What follows belongs to an exercise in optimizing a design on an open flow for a short achievable clock period and few clock cycles; a production flow would make more cautious choices.
In this exercise RTL edits were held to simulation tests only and were not proved equivalent to the original.
Power is estimated from default activity; no workload was simulated.

Figure 1. M2 wires.
The bar under the picture is 200 um long.
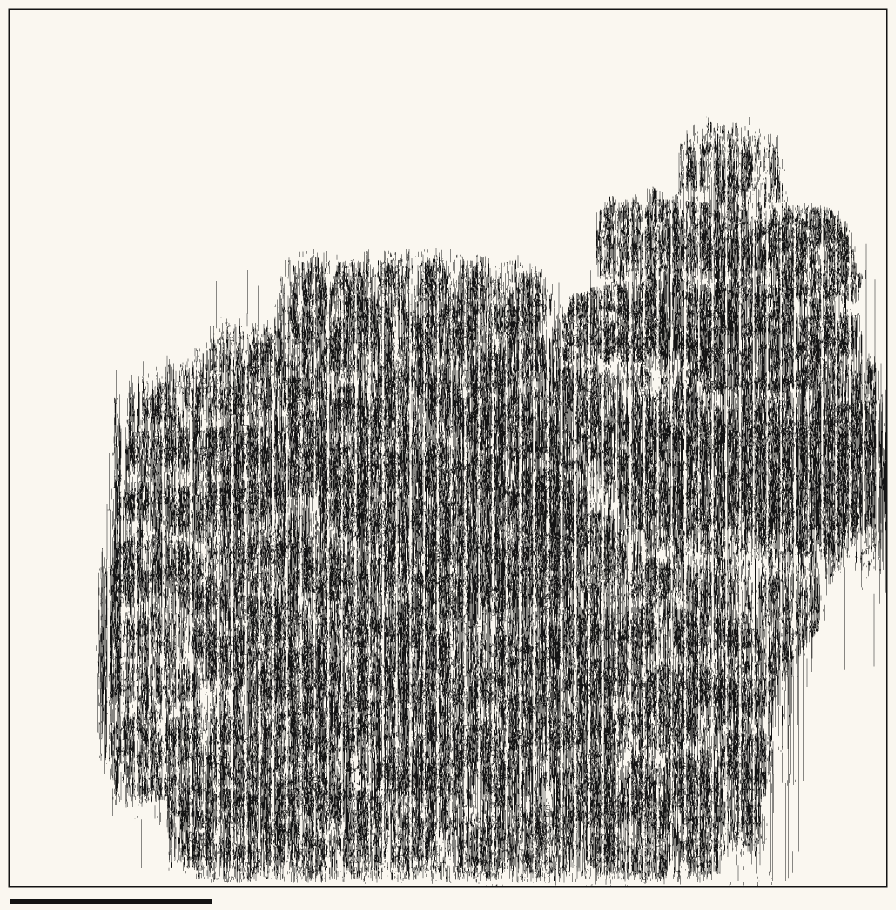
Figure 2. Routing congestion map.
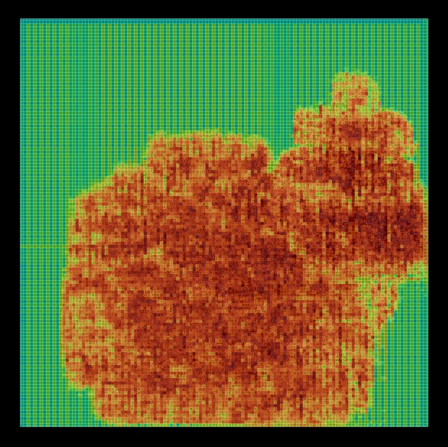
Figure 3. Metal layers overlaid.
The bar under the picture is 200 um long.
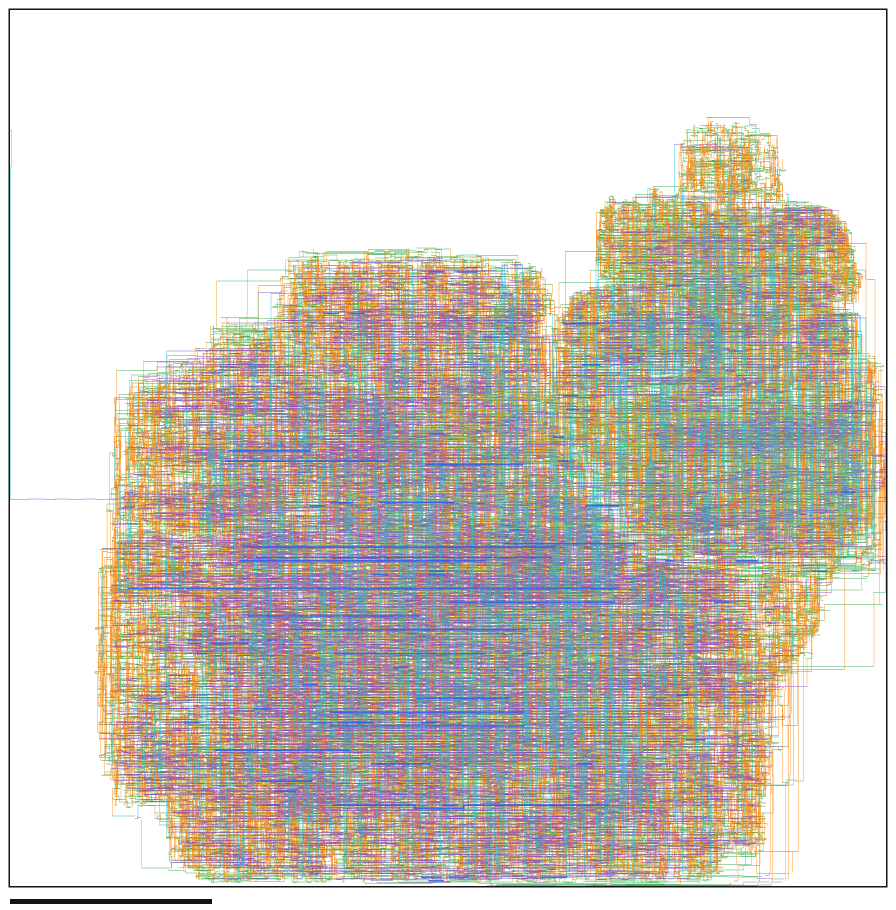
Figure 4. Wires at chosen ports, followed through buffers.
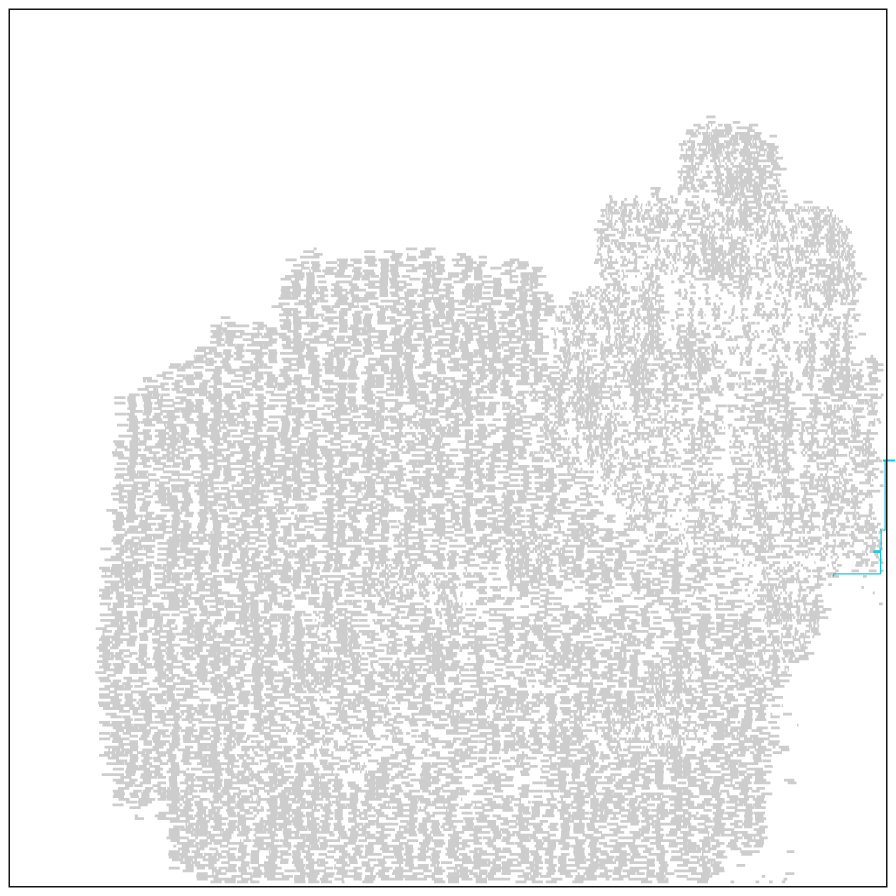
<file path="design/flow/config.mk">
export PLATFORM = sky130hd
export DESIGN_NAME = neptune_core
export DESIGN_NICKNAME = neptune_core
export VERILOG_FILES = /design/flow/design.v
export SDC_FILE = /design/flow/constraint.sdc
export NUM_CORES = 4
export LEC_CHECK = 0
export ABC_CLOCK_PERIOD_IN_PS = 2500
export CAP_MARGIN = 30
export CORE_MARGIN = 2
export CORE_UTILIZATION = 30
export SETUP_SLACK_MARGIN = 4.0
export SLEW_MARGIN = 40
</file>
<file path="design/flow/constraint.sdc">
create_clock -name core_clock -period 8.0 [get_ports {clk}]
set_input_delay 1.6000 -clock core_clock [delete_from_list [all_inputs] [get_ports {clk}]]
set_output_delay 1.6000 -clock core_clock [all_outputs]
set_load 0.01 [all_outputs]
</file>
<file path="design/flow/design.v">
module mul16_s1(a, b, o);
  input wire [15:0] a, b;
  output wire [44:0] o;
  wire [255:0] pp;
  assign pp[0] = a[0] & b[0];
  assign pp[1] = a[0] & b[1];
  assign pp[2] = a[0] & b[2];
  assign pp[3] = a[0] & b[3];
  assign pp[4] = a[0] & b[4];
  assign pp[5] = a[0] & b[5];
  assign pp[6] = a[0] & b[6];
  assign pp[7] = a[0] & b[7];
  assign pp[8] = a[0] & b[8];
  assign pp[9] = a[0] & b[9];
  assign pp[10] = a[0] & b[10];
  assign pp[11] = a[0] & b[11];
  assign pp[12] = a[0] & b[12];
  assign pp[13] = a[0] & b[13];
  assign pp[14] = a[0] & b[14];
  assign pp[15] = a[0] & b[15];
  assign pp[16] = a[1] & b[0];
  assign pp[17] = a[1] & b[1];
  assign pp[18] = a[1] & b[2];
  assign pp[19] = a[1] & b[3];
  assign pp[20] = a[1] & b[4];
  assign pp[21] = a[1] & b[5];
  assign pp[22] = a[1] & b[6];
  assign pp[23] = a[1] & b[7];
  assign pp[24] = a[1] & b[8];
  assign pp[25] = a[1] & b[9];
  assign pp[26] = a[1] & b[10];
  assign pp[27] = a[1] & b[11];
  assign pp[28] = a[1] & b[12];
  assign pp[29] = a[1] & b[13];
  assign pp[30] = a[1] & b[14];
  assign pp[32] = a[2] & b[0];
  assign pp[33] = a[2] & b[1];
  assign pp[34] = a[2] & b[2];
  assign pp[35] = a[2] & b[3];
  assign pp[36] = a[2] & b[4];
  assign pp[37] = a[2] & b[5];
  assign pp[38] = a[2] & b[6];
  assign pp[39] = a[2] & b[7];
  assign pp[40] = a[2] & b[8];
  assign pp[41] = a[2] & b[9];
  assign pp[42] = a[2] & b[10];
  assign pp[43] = a[2] & b[11];
  assign pp[44] = a[2] & b[12];
  assign pp[45] = a[2] & b[13];
  assign pp[48] = a[3] & b[0];
  assign pp[49] = a[3] & b[1];
  assign pp[50] = a[3] & b[2];
  assign pp[51] = a[3] & b[3];
  assign pp[52] = a[3] & b[4];
  assign pp[53] = a[3] & b[5];
  assign pp[54] = a[3] & b[6];
  assign pp[55] = a[3] & b[7];
  assign pp[56] = a[3] & b[8];
  assign pp[57] = a[3] & b[9];
  assign pp[58] = a[3] & b[10];
  assign pp[59] = a[3] & b[11];
  assign pp[60] = a[3] & b[12];
  assign pp[64] = a[4] & b[0];
  assign pp[65] = a[4] & b[1];
  assign pp[66] = a[4] & b[2];
  assign pp[67] = a[4] & b[3];
  assign pp[68] = a[4] & b[4];
  assign pp[69] = a[4] & b[5];
  assign pp[70] = a[4] & b[6];
  assign pp[71] = a[4] & b[7];
  assign pp[72] = a[4] & b[8];
  assign pp[73] = a[4] & b[9];
  assign pp[74] = a[4] & b[10];
  assign pp[75] = a[4] & b[11];
  assign pp[80] = a[5] & b[0];
  assign pp[81] = a[5] & b[1];
  assign pp[82] = a[5] & b[2];
  assign pp[83] = a[5] & b[3];
  assign pp[84] = a[5] & b[4];
  assign pp[85] = a[5] & b[5];
  assign pp[86] = a[5] & b[6];
  assign pp[87] = a[5] & b[7];
  assign pp[88] = a[5] & b[8];
  assign pp[89] = a[5] & b[9];
  assign pp[90] = a[5] & b[10];
  assign pp[96] = a[6] & b[0];
  assign pp[97] = a[6] & b[1];
  assign pp[98] = a[6] & b[2];
  assign pp[99] = a[6] & b[3];
  assign pp[100] = a[6] & b[4];
  assign pp[101] = a[6] & b[5];
  assign pp[102] = a[6] & b[6];
  assign pp[103] = a[6] & b[7];
  assign pp[104] = a[6] & b[8];
  assign pp[105] = a[6] & b[9];
  assign pp[112] = a[7] & b[0];
  assign pp[113] = a[7] & b[1];
  assign pp[114] = a[7] & b[2];
  assign pp[115] = a[7] & b[3];
  assign pp[116] = a[7] & b[4];
  assign pp[117] = a[7] & b[5];
  assign pp[118] = a[7] & b[6];
  assign pp[119] = a[7] & b[7];
  assign pp[120] = a[7] & b[8];
  assign pp[128] = a[8] & b[0];
  assign pp[129] = a[8] & b[1];
  assign pp[130] = a[8] & b[2];
  assign pp[131] = a[8] & b[3];
  assign pp[132] = a[8] & b[4];
  assign pp[133] = a[8] & b[5];
  assign pp[134] = a[8] & b[6];
  assign pp[135] = a[8] & b[7];
  assign pp[144] = a[9] & b[0];
  assign pp[145] = a[9] & b[1];
  assign pp[146] = a[9] & b[2];
  assign pp[147] = a[9] & b[3];
  assign pp[148] = a[9] & b[4];
  assign pp[149] = a[9] & b[5];
  assign pp[150] = a[9] & b[6];
  assign pp[160] = a[10] & b[0];
  assign pp[161] = a[10] & b[1];
  assign pp[162] = a[10] & b[2];
  assign pp[163] = a[10] & b[3];
  assign pp[164] = a[10] & b[4];
  assign pp[165] = a[10] & b[5];
  assign pp[176] = a[11] & b[0];
  assign pp[177] = a[11] & b[1];
  assign pp[178] = a[11] & b[2];
  assign pp[179] = a[11] & b[3];
  assign pp[180] = a[11] & b[4];
  assign pp[192] = a[12] & b[0];
  assign pp[193] = a[12] & b[1];
  assign pp[194] = a[12] & b[2];
  assign pp[195] = a[12] & b[3];
  assign pp[208] = a[13] & b[0];
  assign pp[209] = a[13] & b[1];
  assign pp[210] = a[13] & b[2];
  assign pp[224] = a[14] & b[0];
  assign pp[225] = a[14] & b[1];
  assign pp[240] = a[15] & b[0];
  wire s1 = pp[2] ^ pp[17] ^ pp[32];
  wire k2 = (pp[2] & pp[17]) | (pp[2] & pp[32]) | (pp[17] & pp[32]);
  wire s3 = pp[3] ^ pp[18] ^ pp[33];
  wire k4 = (pp[3] & pp[18]) | (pp[3] & pp[33]) | (pp[18] & pp[33]);
  wire s5 = pp[4] ^ pp[19] ^ pp[34];
  wire k6 = (pp[4] & pp[19]) | (pp[4] & pp[34]) | (pp[19] & pp[34]);
  wire s7 = pp[49] ^ pp[64];
  wire k8 = pp[49] & pp[64];
  wire s9 = pp[5] ^ pp[20] ^ pp[35];
  wire k10 = (pp[5] & pp[20]) | (pp[5] & pp[35]) | (pp[20] & pp[35]);
  wire s11 = pp[50] ^ pp[65] ^ pp[80];
  wire k12 = (pp[50] & pp[65]) | (pp[50] & pp[80]) | (pp[65] & pp[80]);
  wire s13 = pp[6] ^ pp[21] ^ pp[36];
  wire k14 = (pp[6] & pp[21]) | (pp[6] & pp[36]) | (pp[21] & pp[36]);
  wire s15 = pp[51] ^ pp[66] ^ pp[81];
  wire k16 = (pp[51] & pp[66]) | (pp[51] & pp[81]) | (pp[66] & pp[81]);
  wire s17 = pp[7] ^ pp[22] ^ pp[37];
  wire k18 = (pp[7] & pp[22]) | (pp[7] & pp[37]) | (pp[22] & pp[37]);
  wire s19 = pp[52] ^ pp[67] ^ pp[82];
  wire k20 = (pp[52] & pp[67]) | (pp[52] & pp[82]) | (pp[67] & pp[82]);
  wire s21 = pp[97] ^ pp[112];
  wire k22 = pp[97] & pp[112];
  wire s23 = pp[8] ^ pp[23] ^ pp[38];
  wire k24 = (pp[8] & pp[23]) | (pp[8] & pp[38]) | (pp[23] & pp[38]);
  wire s25 = pp[53] ^ pp[68] ^ pp[83];
  wire k26 = (pp[53] & pp[68]) | (pp[53] & pp[83]) | (pp[68] & pp[83]);
  wire s27 = pp[98] ^ pp[113] ^ pp[128];
  wire k28 = (pp[98] & pp[113]) | (pp[98] & pp[128]) | (pp[113] & pp[128]);
  wire s29 = pp[9] ^ pp[24] ^ pp[39];
  wire k30 = (pp[9] & pp[24]) | (pp[9] & pp[39]) | (pp[24] & pp[39]);
  wire s31 = pp[54] ^ pp[69] ^ pp[84];
  wire k32 = (pp[54] & pp[69]) | (pp[54] & pp[84]) | (pp[69] & pp[84]);
  wire s33 = pp[99] ^ pp[114] ^ pp[129];
  wire k34 = (pp[99] & pp[114]) | (pp[99] & pp[129]) | (pp[114] & pp[129]);
  wire s35 = pp[10] ^ pp[25] ^ pp[40];
  wire k36 = (pp[10] & pp[25]) | (pp[10] & pp[40]) | (pp[25] & pp[40]);
  wire s37 = pp[55] ^ pp[70] ^ pp[85];
  wire k38 = (pp[55] & pp[70]) | (pp[55] & pp[85]) | (pp[70] & pp[85]);
  wire s39 = pp[100] ^ pp[115] ^ pp[130];
  wire k40 = (pp[100] & pp[115]) | (pp[100] & pp[130]) | (pp[115] & pp[130]);
  wire s41 = pp[145] ^ pp[160];
  wire k42 = pp[145] & pp[160];
  wire s43 = pp[11] ^ pp[26] ^ pp[41];
  wire k44 = (pp[11] & pp[26]) | (pp[11] & pp[41]) | (pp[26] & pp[41]);
  wire s45 = pp[56] ^ pp[71] ^ pp[86];
  wire k46 = (pp[56] & pp[71]) | (pp[56] & pp[86]) | (pp[71] & pp[86]);
  wire s47 = pp[101] ^ pp[116] ^ pp[131];
  wire k48 = (pp[101] & pp[116]) | (pp[101] & pp[131]) | (pp[116] & pp[131]);
  wire s49 = pp[146] ^ pp[161] ^ pp[176];
  wire k50 = (pp[146] & pp[161]) | (pp[146] & pp[176]) | (pp[161] & pp[176]);
  wire s51 = pp[12] ^ pp[27] ^ pp[42];
  wire k52 = (pp[12] & pp[27]) | (pp[12] & pp[42]) | (pp[27] & pp[42]);
  wire s53 = pp[57] ^ pp[72] ^ pp[87];
  wire k54 = (pp[57] & pp[72]) | (pp[57] & pp[87]) | (pp[72] & pp[87]);
  wire s55 = pp[102] ^ pp[117] ^ pp[132];
  wire k56 = (pp[102] & pp[117]) | (pp[102] & pp[132]) | (pp[117] & pp[132]);
  wire s57 = pp[147] ^ pp[162] ^ pp[177];
  wire k58 = (pp[147] & pp[162]) | (pp[147] & pp[177]) | (pp[162] & pp[177]);
  wire s59 = pp[13] ^ pp[28] ^ pp[43];
  wire k60 = (pp[13] & pp[28]) | (pp[13] & pp[43]) | (pp[28] & pp[43]);
  wire s61 = pp[58] ^ pp[73] ^ pp[88];
  wire k62 = (pp[58] & pp[73]) | (pp[58] & pp[88]) | (pp[73] & pp[88]);
  wire s63 = pp[103] ^ pp[118] ^ pp[133];
  wire k64 = (pp[103] & pp[118]) | (pp[103] & pp[133]) | (pp[118] & pp[133]);
  wire s65 = pp[148] ^ pp[163] ^ pp[178];
  wire k66 = (pp[148] & pp[163]) | (pp[148] & pp[178]) | (pp[163] & pp[178]);
  wire s67 = pp[193] ^ pp[208];
  wire k68 = pp[193] & pp[208];
  wire s69 = pp[14] ^ pp[29] ^ pp[44];
  wire k70 = (pp[14] & pp[29]) | (pp[14] & pp[44]) | (pp[29] & pp[44]);
  wire s71 = pp[59] ^ pp[74] ^ pp[89];
  wire k72 = (pp[59] & pp[74]) | (pp[59] & pp[89]) | (pp[74] & pp[89]);
  wire s73 = pp[104] ^ pp[119] ^ pp[134];
  wire k74 = (pp[104] & pp[119]) | (pp[104] & pp[134]) | (pp[119] & pp[134]);
  wire s75 = pp[149] ^ pp[164] ^ pp[179];
  wire k76 = (pp[149] & pp[164]) | (pp[149] & pp[179]) | (pp[164] & pp[179]);
  wire s77 = pp[194] ^ pp[209] ^ pp[224];
  wire k78 = (pp[194] & pp[209]) | (pp[194] & pp[224]) | (pp[209] & pp[224]);
  wire s79 = pp[15] ^ pp[30] ^ pp[45];
  wire s80 = pp[60] ^ pp[75] ^ pp[90];
  wire s81 = pp[105] ^ pp[120] ^ pp[135];
  wire s82 = pp[150] ^ pp[165] ^ pp[180];
  wire s83 = pp[195] ^ pp[210] ^ pp[225];
  wire s84 = k2 ^ s3 ^ pp[48];
  wire k85 = (k2 & s3) | (k2 & pp[48]) | (s3 & pp[48]);
  wire s86 = k4 ^ s5 ^ s7;
  wire k87 = (k4 & s5) | (k4 & s7) | (s5 & s7);
  wire s88 = k6 ^ k8 ^ s9;
  wire k89 = (k6 & k8) | (k6 & s9) | (k8 & s9);
  wire s90 = k10 ^ k12 ^ s13;
  wire k91 = (k10 & k12) | (k10 & s13) | (k12 & s13);
  wire s92 = s15 ^ pp[96];
  wire k93 = s15 & pp[96];
  wire s94 = k14 ^ k16 ^ s17;
  wire k95 = (k14 & k16) | (k14 & s17) | (k16 & s17);
  wire s96 = s19 ^ s21;
  wire k97 = s19 & s21;
  wire s98 = k18 ^ k20 ^ k22;
  wire k99 = (k18 & k20) | (k18 & k22) | (k20 & k22);
  wire s100 = s23 ^ s25 ^ s27;
  wire k101 = (s23 & s25) | (s23 & s27) | (s25 & s27);
  wire s102 = k24 ^ k26 ^ k28;
  wire k103 = (k24 & k26) | (k24 & k28) | (k26 & k28);
  wire s104 = s29 ^ s31 ^ s33;
  wire k105 = (s29 & s31) | (s29 & s33) | (s31 & s33);
  wire s106 = k30 ^ k32 ^ k34;
  wire k107 = (k30 & k32) | (k30 & k34) | (k32 & k34);
  wire s108 = s35 ^ s37 ^ s39;
  wire k109 = (s35 & s37) | (s35 & s39) | (s37 & s39);
  wire s110 = k36 ^ k38 ^ k40;
  wire k111 = (k36 & k38) | (k36 & k40) | (k38 & k40);
  wire s112 = k42 ^ s43 ^ s45;
  wire k113 = (k42 & s43) | (k42 & s45) | (s43 & s45);
  wire s114 = s47 ^ s49;
  wire k115 = s47 & s49;
  wire s116 = k44 ^ k46 ^ k48;
  wire k117 = (k44 & k46) | (k44 & k48) | (k46 & k48);
  wire s118 = k50 ^ s51 ^ s53;
  wire k119 = (k50 & s51) | (k50 & s53) | (s51 & s53);
  wire s120 = s55 ^ s57 ^ pp[192];
  wire k121 = (s55 & s57) | (s55 & pp[192]) | (s57 & pp[192]);
  wire s122 = k52 ^ k54 ^ k56;
  wire k123 = (k52 & k54) | (k52 & k56) | (k54 & k56);
  wire s124 = k58 ^ s59 ^ s61;
  wire k125 = (k58 & s59) | (k58 & s61) | (s59 & s61);
  wire s126 = s63 ^ s65 ^ s67;
  wire k127 = (s63 & s65) | (s63 & s67) | (s65 & s67);
  wire s128 = k60 ^ k62 ^ k64;
  wire k129 = (k60 & k62) | (k60 & k64) | (k62 & k64);
  wire s130 = k66 ^ k68 ^ s69;
  wire k131 = (k66 & k68) | (k66 & s69) | (k68 & s69);
  wire s132 = s71 ^ s73 ^ s75;
  wire k133 = (s71 & s73) | (s71 & s75) | (s73 & s75);
  wire s134 = k70 ^ k72 ^ k74;
  wire s135 = k76 ^ k78 ^ s79;
  wire s136 = s80 ^ s81 ^ s82;
  wire s137 = s83 ^ pp[240];
  wire s138 = k87 ^ s88 ^ s11;
  wire k139 = (k87 & s88) | (k87 & s11) | (s88 & s11);
  wire s140 = k89 ^ s90 ^ s92;
  wire k141 = (k89 & s90) | (k89 & s92) | (s90 & s92);
  wire s142 = k91 ^ k93 ^ s94;
  wire k143 = (k91 & k93) | (k91 & s94) | (k93 & s94);
  wire s144 = k95 ^ k97 ^ s98;
  wire k145 = (k95 & k97) | (k95 & s98) | (k97 & s98);
  wire s146 = k99 ^ k101 ^ s102;
  wire k147 = (k99 & k101) | (k99 & s102) | (k101 & s102);
  wire s148 = s104 ^ pp[144];
  wire k149 = s104 & pp[144];
  wire s150 = k103 ^ k105 ^ s106;
  wire k151 = (k103 & k105) | (k103 & s106) | (k105 & s106);
  wire s152 = s108 ^ s41;
  wire k153 = s108 & s41;
  wire s154 = k107 ^ k109 ^ s110;
  wire k155 = (k107 & k109) | (k107 & s110) | (k109 & s110);
  wire s156 = s112 ^ s114;
  wire k157 = s112 & s114;
  wire s158 = k111 ^ k113 ^ k115;
  wire k159 = (k111 & k113) | (k111 & k115) | (k113 & k115);
  wire s160 = s116 ^ s118 ^ s120;
  wire k161 = (s116 & s118) | (s116 & s120) | (s118 & s120);
  wire s162 = k117 ^ k119 ^ k121;
  wire k163 = (k117 & k119) | (k117 & k121) | (k119 & k121);
  wire s164 = s122 ^ s124 ^ s126;
  wire k165 = (s122 & s124) | (s122 & s126) | (s124 & s126);
  wire s166 = k123 ^ k125 ^ k127;
  wire k167 = (k123 & k125) | (k123 & k127) | (k125 & k127);
  wire s168 = s128 ^ s130 ^ s132;
  wire k169 = (s128 & s130) | (s128 & s132) | (s130 & s132);
  wire s170 = k129 ^ k131 ^ k133;
  wire s171 = s134 ^ s135 ^ s136;
  assign o[0] = pp[0];
  assign o[1] = pp[1];
  assign o[2] = pp[16];
  assign o[3] = s1;
  assign o[4] = s84;
  assign o[5] = k85;
  assign o[6] = s86;
  assign o[7] = s138;
  assign o[8] = k139;
  assign o[9] = s140;
  assign o[10] = k141;
  assign o[11] = s142;
  assign o[12] = s96;
  assign o[13] = k143;
  assign o[14] = s144;
  assign o[15] = s100;
  assign o[16] = k145;
  assign o[17] = s146;
  assign o[18] = s148;
  assign o[19] = k147;
  assign o[20] = k149;
  assign o[21] = s150;
  assign o[22] = s152;
  assign o[23] = k151;
  assign o[24] = k153;
  assign o[25] = s154;
  assign o[26] = s156;
  assign o[27] = k155;
  assign o[28] = k157;
  assign o[29] = s158;
  assign o[30] = s160;
  assign o[31] = k159;
  assign o[32] = k161;
  assign o[33] = s162;
  assign o[34] = s164;
  assign o[35] = k163;
  assign o[36] = k165;
  assign o[37] = s166;
  assign o[38] = s168;
  assign o[39] = s77;
  assign o[40] = k167;
  assign o[41] = k169;
  assign o[42] = s170;
  assign o[43] = s171;
  assign o[44] = s137;
endmodule
module mul16_s2(i, p);
  input wire [44:0] i;
  output wire [15:0] p;
  wire s172 = i[10] ^ i[11] ^ i[12];
  wire k173 = (i[10] & i[11]) | (i[10] & i[12]) | (i[11] & i[12]);
  wire s174 = i[13] ^ i[14] ^ i[15];
  wire k175 = (i[13] & i[14]) | (i[13] & i[15]) | (i[14] & i[15]);
  wire s176 = i[16] ^ i[17] ^ i[18];
  wire k177 = (i[16] & i[17]) | (i[16] & i[18]) | (i[17] & i[18]);
  wire s178 = i[19] ^ i[20] ^ i[21];
  wire k179 = (i[19] & i[20]) | (i[19] & i[21]) | (i[20] & i[21]);
  wire s180 = i[23] ^ i[24] ^ i[25];
  wire k181 = (i[23] & i[24]) | (i[23] & i[25]) | (i[24] & i[25]);
  wire s182 = i[27] ^ i[28] ^ i[29];
  wire k183 = (i[27] & i[28]) | (i[27] & i[29]) | (i[28] & i[29]);
  wire s184 = i[31] ^ i[32] ^ i[33];
  wire k185 = (i[31] & i[32]) | (i[31] & i[33]) | (i[32] & i[33]);
  wire s186 = i[35] ^ i[36] ^ i[37];
  wire k187 = (i[35] & i[36]) | (i[35] & i[37]) | (i[36] & i[37]);
  wire s188 = i[38] ^ i[39];
  wire k189 = i[38] & i[39];
  wire s190 = i[40] ^ i[41] ^ i[42];
  wire s191 = i[43] ^ i[44];
  wire s192 = k177 ^ s178 ^ i[22];
  wire k193 = (k177 & s178) | (k177 & i[22]) | (s178 & i[22]);
  wire s194 = k179 ^ s180 ^ i[26];
  wire k195 = (k179 & s180) | (k179 & i[26]) | (s180 & i[26]);
  wire s196 = k181 ^ s182 ^ i[30];
  wire k197 = (k181 & s182) | (k181 & i[30]) | (s182 & i[30]);
  wire s198 = k183 ^ s184 ^ i[34];
  wire k199 = (k183 & s184) | (k183 & i[34]) | (s184 & i[34]);
  wire s200 = k185 ^ s186 ^ s188;
  wire k201 = (k185 & s186) | (k185 & s188) | (s186 & s188);
  wire s202 = k187 ^ k189 ^ s190;
  wire s203 = k201 ^ s202 ^ s191;
  ks_add16 fin(.x({s203 , k199 , k197 , k195 , k193 , s192 , k175 , k173 , s172 , i[8] , i[7] , i[5] , i[4] , i[3] , i[1] , i[0]}), .y({1'b0 , s200 , s198 , s196 , s194 , 1'b0 , s176 , s174 , 1'b0 , i[9] , 1'b0 , i[6] , 1'b0 , 1'b0 , i[2] , 1'b0}), .cin(1'b0), .s(p));
endmodule
module ks_add16(x, y, cin, s);
	input wire [15:0] x, y;
	input wire cin;
	output wire [15:0] s;
	reg [15:0] g, p, ng, np, c;
	integer i, d;
	always @(*) begin
		g = x & y;
		p = x ^ y;
		g[0] = g[0] | (p[0] & cin);
		for (d = 1; d < 16; d = d * 2) begin
			ng = g;
			np = p;
			for (i = d; i < 16; i = i + 1) begin
				ng[i] = g[i] | (p[i] & g[i-d]);
				np[i] = p[i] & p[i-d];
			end
			g = ng;
			p = np;
		end
		c = {g[14:0], cin};
	end
	assign s = x ^ y ^ c;
endmodule
module alu16(op, a, b, res);
	input wire [4:0] op;
	input wire [15:0] a, b;
	output wire [15:0] res;
	wire [15:0] s_add, s_sub;
	ks_add16 u_add(.x(a), .y(b), .cin(1'b0), .s(s_add));
	ks_add16 u_sub(.x(a), .y(~b), .cin(1'b1), .s(s_sub));
	reg [15:0] all1, all0;
	integer i;
	always @(*) begin
		all1[0] = 1'b1;
		all0[0] = 1'b1;
		for (i = 1; i < 16; i = i + 1) begin
			all1[i] = &(a | ~((16'd1 << i) - 16'd1));
			all0[i] = ~|(a & ((16'd1 << i) - 16'd1));
		end
	end
	wire [15:0] s_inc = a ^ all1;
	wire [15:0] s_dec = a ^ all0;
	wire [15:0] s_neg = ~a ^ all0;
	wire [31:0] o;
	genvar k;
	generate
		for (k = 0; k < 32; k = k + 1) begin : g_dec
			assign o[k] = op == k;
		end
	endgenerate
	wire [15:0] early = ({16{o[1]}} & a) | ({16{o[2]}} & b) | ({16{o[3]}} & s_inc) | ({16{o[4]}} & s_dec) |
	                    ({16{o[11]}} & ~a) | ({16{o[12]}} & s_neg) |
	                    ({16{o[13]}} & (a & b)) | ({16{o[14]}} & (a | b)) | ({16{o[15]}} & (a ^ b)) |
	                    ({16{o[16]}} & {a[14:0], 1'b0}) | ({16{o[17]}} & {1'b0, a[15:1]}) | ({16{o[18]}} & {a[15], a[15:1]}) |
	                    ({16{o[19]}} & {a[14:0], a[15]}) | ({16{o[20]}} & {a[0], a[15:1]});
	assign res = early | ({16{o[5]}} & s_add) | ({16{o[6]}} & s_sub);
endmodule
module neptune_core(clk, rst, dma_req, dma_we, dma_mar_incr, dma_data, dbg_sel, dma_appr, sys_halt, dbg_data);
	localparam W = 3;         
	localparam NR = 2 * W;    
	localparam WB = 32;       
	input wire clk, rst, dma_req, dma_mar_incr;
	input wire [2:0] dma_we, dbg_sel;
	input wire [15:0] dma_data;
	output wire dma_appr, sys_halt;
	output wire [15:0] dbg_data;
	reg dm_q, dm_qq, run_q;
	reg c_rf, c_ram, c_pc, c_mar, c_inc;
	reg [15:0] data_q;
	reg aq, hq;
	reg [15:0] dbg_q;
	wire dm_in = rst & dma_req;
	always @(posedge clk) begin
		dm_q <= dm_in;
		dm_qq <= dm_q;
		run_q <= ~rst & ~dma_req;
		c_inc <= dm_in & dma_mar_incr;
		c_rf  <= dm_in & ~dma_mar_incr & (dma_we == 3'b001);
		c_ram <= dm_in & ~dma_mar_incr & (dma_we == 3'b011);
		c_pc  <= dm_in & ~dma_mar_incr & (dma_we == 3'b100);
		c_mar <= dm_in & ~dma_mar_incr & (dma_we == 3'b101);
		data_q <= dma_data;
		aq <= dm_in;
	end
	assign dma_appr = aq;
	assign sys_halt = hq;
	assign dbg_data = dbg_q;
	reg [15:0] arf [0:7];
	reg [15:0] ram [0:127];
	reg [15:0] apc;
	reg [12:0] amar;
	reg [15:0] xrf [0:7];
	reg [15:0] xR;
	reg [15:0] fp;
	reg halted;
	always @(posedge clk) begin
		if (c_inc) amar <= amar + 13'd1;
		else if (c_mar) amar <= data_q[12:0];
		else if (run_q & halted) amar <= fp[12:0] - 13'd1;
		if (c_pc) apc <= data_q;
		else if (run_q & halted) apc <= fp;
	end
	always @(posedge clk)
		if (c_ram) ram[amar[6:0]] <= data_q;
	genvar gr;
	generate
		for (gr = 0; gr < 8; gr = gr + 1) begin : g_arf
			always @(posedge clk) begin
				if (c_rf && amar[2:0] == gr) arf[gr] <= data_q;
				else if (run_q) arf[gr] <= xrf[gr];
			end
		end
	endgenerate
	reg [WB-1:0] win [0:W-1];  
	reg wvalid;
	reg mstall;
	reg [2:0] md;
	wire fpl = dm_in & ~dma_mar_incr & (dma_we == 3'b100);
	wire rs_full = c_rf | c_ram | (dm_q & ~dm_qq);
	wire rs_any = rs_full | c_pc;
	wire [2:0] cnt;
	wire [W:0] cnt_oh;
	reg [6:0] p [0:NR-1];
	wire [15:0] rd [0:NR-1];
	genvar gj;
	generate
		for (gj = 0; gj < NR; gj = gj + 1) begin : g_rd
			assign rd[gj] = ram[p[gj]];
			localparam [6:0] OFF = gj;
			always @(posedge clk) begin
				if (fpl) p[gj] <= dma_data[6:0] + OFF;
				else if (rs_full) p[gj] <= apc[6:0] + OFF;
				else p[gj] <= p[gj] + cnt;
			end
		end
	endgenerate
	wire [4:0] op [0:W-1];
	wire [2:0] ra [0:W-1], rb [0:W-1], rdst [0:W-1];
	wire [7:0] raoh [0:W-1], rboh [0:W-1];
	wire isalu [0:W-1], ishalt [0:W-1], ismul [0:W-1], iscmp [0:W-1], useA [0:W-1], useB [0:W-1];
	wire dep [0:W-1], iss [0:W-1];
	wire [15:0] A [0:W-1], B [0:W-1], res [0:W-1];
	wire wr [0:W-1], ru [0:W-1];
	wire msel [0:W-1], mfirst [0:W-1];
	wire go = wvalid & ~halted;
	genvar gk, gi;
	generate
		for (gk = 0; gk < W; gk = gk + 1) begin : g_slot
			assign op[gk] = win[gk][13:9];
			assign ra[gk] = win[gk][8:6];
			assign rb[gk] = win[gk][5:3];
			assign rdst[gk] = win[gk][2:0];
			assign raoh[gk] = win[gk][23:16];
			assign rboh[gk] = win[gk][31:24];
			assign isalu[gk] = win[gk][15:14] == 2'b10;
			assign ishalt[gk] = win[gk][15:12] == 4'b0111;
			assign ismul[gk] = isalu[gk] & (op[gk] == 5'd7);
			assign iscmp[gk] = (op[gk] == 5'd8) | (op[gk] == 5'd9) | (op[gk] == 5'd10);
			assign useA[gk] = isalu[gk] & ((op[gk] == 5'd1) | (op[gk] == 5'd3) | (op[gk] == 5'd4) | (op[gk] == 5'd5) | (op[gk] == 5'd6) |
			                  (op[gk] == 5'd7) | (op[gk] == 5'd11) | (op[gk] == 5'd12) | (op[gk] == 5'd13) | (op[gk] == 5'd14) |
			                  (op[gk] == 5'd15) | (op[gk] == 5'd16) | (op[gk] == 5'd17) | (op[gk] == 5'd18) | (op[gk] == 5'd19) |
			                  (op[gk] == 5'd20));
			assign useB[gk] = isalu[gk] & ((op[gk] == 5'd2) | (op[gk] == 5'd5) | (op[gk] == 5'd6) | (op[gk] == 5'd7) |
			                  (op[gk] == 5'd13) | (op[gk] == 5'd14) | (op[gk] == 5'd15));
			wire [W:0] dv;
			assign dv[0] = 1'b0;
			for (gi = 0; gi < W; gi = gi + 1) begin : g_dep
				if (gi < gk) begin : g_e
					assign dv[gi+1] = dv[gi] | (isalu[gi] & ((useA[gk] & (ra[gk] == rdst[gi])) | (useB[gk] & (rb[gk] == rdst[gi]))));
				end else begin : g_n
					assign dv[gi+1] = dv[gi];
				end
			end
			wire upd_before;
			if (gk == 0) begin : g_u0
				assign upd_before = 1'b0;
			end else begin : g_un
				reg u;
				always @(*) begin : b_u
					integer j;
					u = 1'b0;
					for (j = 0; j < gk; j = j + 1) u = u | (isalu[j] & ~iscmp[j]);
				end
				assign upd_before = u;
			end
			assign dep[gk] = dv[W] | (mstall & ((useA[gk] & (ra[gk] == md)) | (useB[gk] & (rb[gk] == md)) |
			                                    (isalu[gk] & iscmp[gk] & ~upd_before)));
			if (gk == 0) begin : g_i0
				assign iss[gk] = go & ~dep[gk];
				assign mfirst[gk] = 1'b1;
			end else begin : g_in
				assign iss[gk] = iss[gk-1] & ~ishalt[gk-1] & ~ismul[gk-1] & ~dep[gk];
				assign mfirst[gk] = mfirst[gk-1] & ~ismul[gk-1];
			end
			assign msel[gk] = mfirst[gk] & ismul[gk];
			reg [15:0] a_acc, b_acc;
			always @(*) begin : b_rf
				integer r;
				a_acc = 16'd0;
				b_acc = 16'd0;
				for (r = 0; r < 8; r = r + 1) begin
					a_acc = a_acc | ({16{raoh[gk][r]}} & xrf[r]);
					b_acc = b_acc | ({16{rboh[gk][r]}} & xrf[r]);
				end
			end
			assign A[gk] = a_acc;
			assign B[gk] = b_acc;
			alu16 alu(.op(op[gk]), .a(A[gk]), .b(B[gk]), .res(res[gk]));
			assign wr[gk] = iss[gk] & isalu[gk] & ~ismul[gk];
			assign ru[gk] = wr[gk] & ~iscmp[gk];
		end
	endgenerate
	reg [2:0] cnt_b;
	reg halting, mul_issue;
	reg [2:0] mdst;
	reg [15:0] MA, MB;
	always @(*) begin : b_grp
		integer k;
		cnt_b = 3'd0;
		halting = 1'b0;
		mul_issue = 1'b0;
		mdst = 3'd0;
		MA = 16'd0;
		MB = 16'd0;
		for (k = 0; k < W; k = k + 1) begin
			if (iss[k]) cnt_b = k + 1;
			if (iss[k] & ishalt[k]) halting = 1'b1;
			if (iss[k] & ismul[k]) mul_issue = 1'b1;
			if (msel[k]) begin
				mdst = mdst | rdst[k];
				MA = MA | A[k];
				MB = MB | B[k];
			end
		end
	end
	assign cnt = cnt_b;
	generate
		for (gk = 0; gk <= W; gk = gk + 1) begin : g_cnt
			if (gk == 0) begin : g_c0
				assign cnt_oh[gk] = ~iss[0];
			end else if (gk == W) begin : g_cw
				assign cnt_oh[gk] = iss[W-1];
			end else begin : g_cm
				assign cnt_oh[gk] = iss[gk-1] & ~iss[gk];
			end
		end
	endgenerate
	wire [44:0] m1_d;
	reg [44:0] m1_q;
	wire [15:0] mres;
	mul16_s1 mul_a(.a(MA), .b(MB), .o(m1_d));
	mul16_s2 mul_b(.i(m1_q), .p(mres));
	always @(posedge clk) m1_q <= m1_d;
	reg [W:0] rsel;    
	always @(*) begin : b_rsel
		integer k;
		reg later;
		later = 1'b0;
		for (k = W - 1; k >= 0; k = k - 1) begin
			rsel[k] = ru[k] & ~later;
			later = later | ru[k];
		end
		rsel[W] = ~later;
	end
	reg [15:0] rgrp;
	always @(*) begin : b_rgrp
		integer k;
		rgrp = {16{rsel[W] & ~mstall}} & xR | {16{rsel[W] & mstall}} & mres;
		for (k = 0; k < W; k = k + 1) rgrp = rgrp | ({16{rsel[k]}} & res[k]);
	end
	wire [15:0] xR_n = rgrp;
	always @(posedge clk) begin
		if (rs_any) begin
			xR <= 16'd0;
			halted <= 1'b0;
			mstall <= 1'b0;
		end else begin
			xR <= xR_n;
			halted <= halted | halting;
			mstall <= mul_issue;
		end
		md <= mul_issue ? mdst : md;
	end
	generate
		for (gr = 0; gr < 8; gr = gr + 1) begin : g_xrf
			reg [W:0] s;
			reg any;
			always @(*) begin : b_src
				integer k, j;
				reg done, rl;
				s = {(W+1){1'b0}};
				any = 1'b0;
				done = 1'b0;
				for (k = W - 1; k >= 0; k = k - 1) begin
					if (!done && wr[k] && rdst[k] == gr) begin
						done = 1'b1;
						any = 1'b1;
						rl = 1'b0;
						for (j = k; j >= 0; j = j - 1) begin
							if (!rl && ru[j]) begin
								s[j] = 1'b1;
								rl = 1'b1;
							end
						end
						if (!rl) s[W] = 1'b1;
					end
				end
			end
			reg [15:0] nv;
			always @(*) begin : b_nv
				integer k;
				if (any) begin
					nv = {16{s[W]}} & xR;
					for (k = 0; k < W; k = k + 1) nv = nv | ({16{s[k]}} & res[k]);
				end else if (mstall && md == gr) nv = mres;
				else nv = xrf[gr];
			end
			always @(posedge clk) begin
				if (rs_any) xrf[gr] <= arf[gr];
				else xrf[gr] <= nv;
			end
		end
	endgenerate
	always @(posedge clk) begin
		if (fpl) begin
			fp <= dma_data;
			wvalid <= 1'b0;
		end else if (rs_full) begin
			fp <= apc;
			wvalid <= 1'b0;
		end else begin
			fp <= fp + cnt;
			wvalid <= 1'b1;
		end
	end
	generate
		for (gk = 0; gk < W; gk = gk + 1) begin : g_win
			reg [15:0] wn;
			always @(*) begin : b_wn
				integer c;
				wn = 16'd0;
				for (c = 0; c <= W; c = c + 1)
					wn = wn | ({16{cnt_oh[c]}} & rd[gk + c]);
			end
			always @(posedge clk) win[gk] <= {8'd1 << wn[5:3], 8'd1 << wn[8:6], wn};    
		end
	endgenerate
	always @(posedge clk) begin
		hq <= ~rst & ~dma_req & (halted | halting) & ~rs_any;
		case (dbg_sel)
			3'b001: dbg_q <= arf[amar[2:0]];
			3'b011: dbg_q <= ram[amar[6:0]];
			3'b100: dbg_q <= apc;
			3'b101: dbg_q <= {3'b000, amar};
			3'b111: dbg_q <= xR_n;
			default: dbg_q <= 16'd0;
		endcase
	end
endmodule
</file>
<file path="design/flow/run.sh">
#!/bin/bash
# synth_recipe.tcl (not shown) runs the flow's synth.tcl, then flattens the netlist and writes it again
# the make line also repeats each setting of config.mk as NAME=value (left out here)
make -C /OpenROAD-flow-scripts/flow DESIGN_CONFIG=/design/flow/config.mk WORK_HOME=/design/flow/orfs CLKGATE_MAP_FILE= SYNTH_SCRIPT=/design/flow/synth_recipe.tcl finish
</file>
==> impl_metrics.csv <==
group,metric,value,unit
run_status,outcome,"complete, no violations",
final_layout,layout-drive-gt1-share,57.2,%
placement,place_congestion,1.05,
clocking,cts_root_buf,"clkbuf_16",
placement,port_buffers,43,
sta,rsz0062_at_grt,"yes",
sta,clock_skew,101,ps
sta,fin_setup_tns,0,ps
clocking,cts_buffers,325,
routing,firstDrtPassIters,10,
synthesis,synthSimpleGateAreaFrac,4.31,%
floorplanning,die_h,866,um
clocking,htree_levels,5,
routing,finalWirelength,1280,mm
synthesis,synth_xor_area_share,0.916,%
sta,hold_viol_final,0,
routing,drc_errors,0,
global_route,met3_usage,21.7,%
worst_hold_path,hp-class,"register to register",
global_route,grt_pass1_vias,173650,
synthesis,synthMuxAreaShare,48.6,%
synthesis,synth_fp_nets,14462,
placement,dp_slack,1850,ps
flow_run,max-cap-violations,0,
synthesis,synth-compound-area-share,6.68,%
sta,slew_violations,0,
floorplanning,coreArea,740000,sq um
floorplanning,rows,316,
sta,fin_crit_sh,60.8,%
critical_path,path_class,"register to register",
synthesis,netlist_area,223000,sq um
clocking,cts_hold_buffers,0,
sta,worst_slack,3140,ps
floorplanning,initial_core_util,30.1,%
clocking,cts_sinks,2602,
final_layout,multi_input_comb_area,148000,sq um
synthesis,synth_seq_area_share,33.9,%
pwr,power.density,499,nW/um^2
synthesis,yosysUniqueCellTypes,113,
Testbench counts, summed over its fixed seeds: cycles 3,988.
## Picture notes: Figure 1
wire length on this layer: 492 mm
nets with wire on the layer: 13805
main direction: vertical
longest straight run: 288 um

## Picture notes: Figure 2
met1 Use GR: 37.4%
WL per Instance: 50.9 um
met2 Usage GRT: 42.1%

## Picture notes: Figure 3
[metal 3] purple | wire length: 259 mm
[metal 2] orange | wire length: 492 mm
[metal 5] blue | wire length: 4370 um
[metal 4] cyan | wire length: 130 mm
[metal 1] green | wire length: 397 mm

## Picture notes: Figure 4
[dma_appr] cyan | bits: 1 | direction: output | edge: right | end cells: 1 | buffers: 1 | wire: 166 um

report_power, final:
group / switching (mW) / internal, mW / leakage (nW)
Clock: 6.92 / 9.11 / 5.37
Sequential: 2.49 / 15.8 / 23.4
Combinational: 59.6 / 42.2 / 57.9
Total: 69.0 / 67.1 / 86.6
through the flow:
step	util, %	instance area (sq um)
6_report	36.9	273000
5_1_grt	36.8	273000
4_1_cts	35.9	266000
3_5_place_dp	32.3	239000
3_3_place_gp	32.1	237000
2_1_floorplan	-	223000
final timing paths:
check	from	end	depth (start not counted)
worst max-delay path	xrf[7][9]	dbg_q[14]	15
worst min-delay path	dm_q	dm_qq	0
worst max register to register	xrf[7][9]	dbg_q[14]	15
worst min register to register	dm_q	dm_qq	0
metal layers:
layer,wire length (um),up-vias
met5,4370,-
met4,130000,146
met3,259000,5806
li1,-,64618
met2,492000,23782
met1,397000,99596
what timing repair did:
action | in CTS | in global routing
resized for setup | 1525 | 596
buffers inserted | 646 | 351
pin swaps | 372 | 312
setup endpoints to repair | 637 | 401
gates cloned | 98 | 33
hold endpoints to repair | 0 | 0
synth_stat cells (55+ instances only):
master	instances	area [sq um]
and3_1	55	344
a31oi_1	77	482
xnor2_1	139	1220
buf_4	63	473
edfxtp_1	2336	70100
buf_2	401	2010
o221ai_1	60	526
mux2i_1	156	1560
o22ai_1	174	1090
nand2b_1	65	407
xor2_1	94	823
o21ai_0	258	1290
nand4_1	121	757
ha_1	221	2770
a211oi_1	103	773
nand2_1	587	2200
inv_1	231	867
fa_1	96	1920
clkbuf_1	839	3150
nand3_1	97	485
dfxtp_1	266	5330
nor3_1	114	571
nor2_1	666	2500
a21oi_1	392	1960
a221oi_1	175	1530
mux4_2	4640	105000
nor2b_1	71	444
buf_1	206	773
a22oi_1	454	3410
mux2_2	208	2340
state kept, by name, indices dropped and copies added, names as in the netlist, 3 cells and up, named ones only:
name,count
ram,2048
arf,128
xrf,128
win,96
m1_q,45
p,42
apc,16
data_q,16
dbg_q,16
fp,16
xR,16
amar,13
md,3
area by class of cell:
type | count | area share (%)
well taps | 9858 | 4.52
repair buffers | 1981 | 8.94
flip-flops and latches | 2602 | 27.8
inverters | 257 | 0.396
diodes | 196 | 0.180
clock inverters | 206 | 0.878
clock buffers | 394 | 3.18
multi-input cells | 9718 | 54.1

-- what the ideal ports hide --
The results above use ideal ports. As a check the final layout listed here was re-extracted and re-timed, cells and wires unchanged.
Step 1: set_driving_cell puts a clkbuf_16 on clk and a buf_2 on each other input, an assumption about the parent block.
Step 2, shift: input delay + t, output delay - t, t = (earliest + latest rising clock arrival at the registers) / 2. This alone moves slack from input paths to output paths.
Three values: ideal, step 1, step 2; two values: the first two.
t (ns): 1.200
setup slack, ns: 3.138 / 3.138 / 3.136
hold slack, ns: 0.412 / 0.412 / 0.412
worst register clock-pin slew, ns: 0.08 / 0.08
After both steps this run still meets setup and hold. The setup slack of this run moves by 0.000 ns with the drivers and by -0.002 ns with both steps.
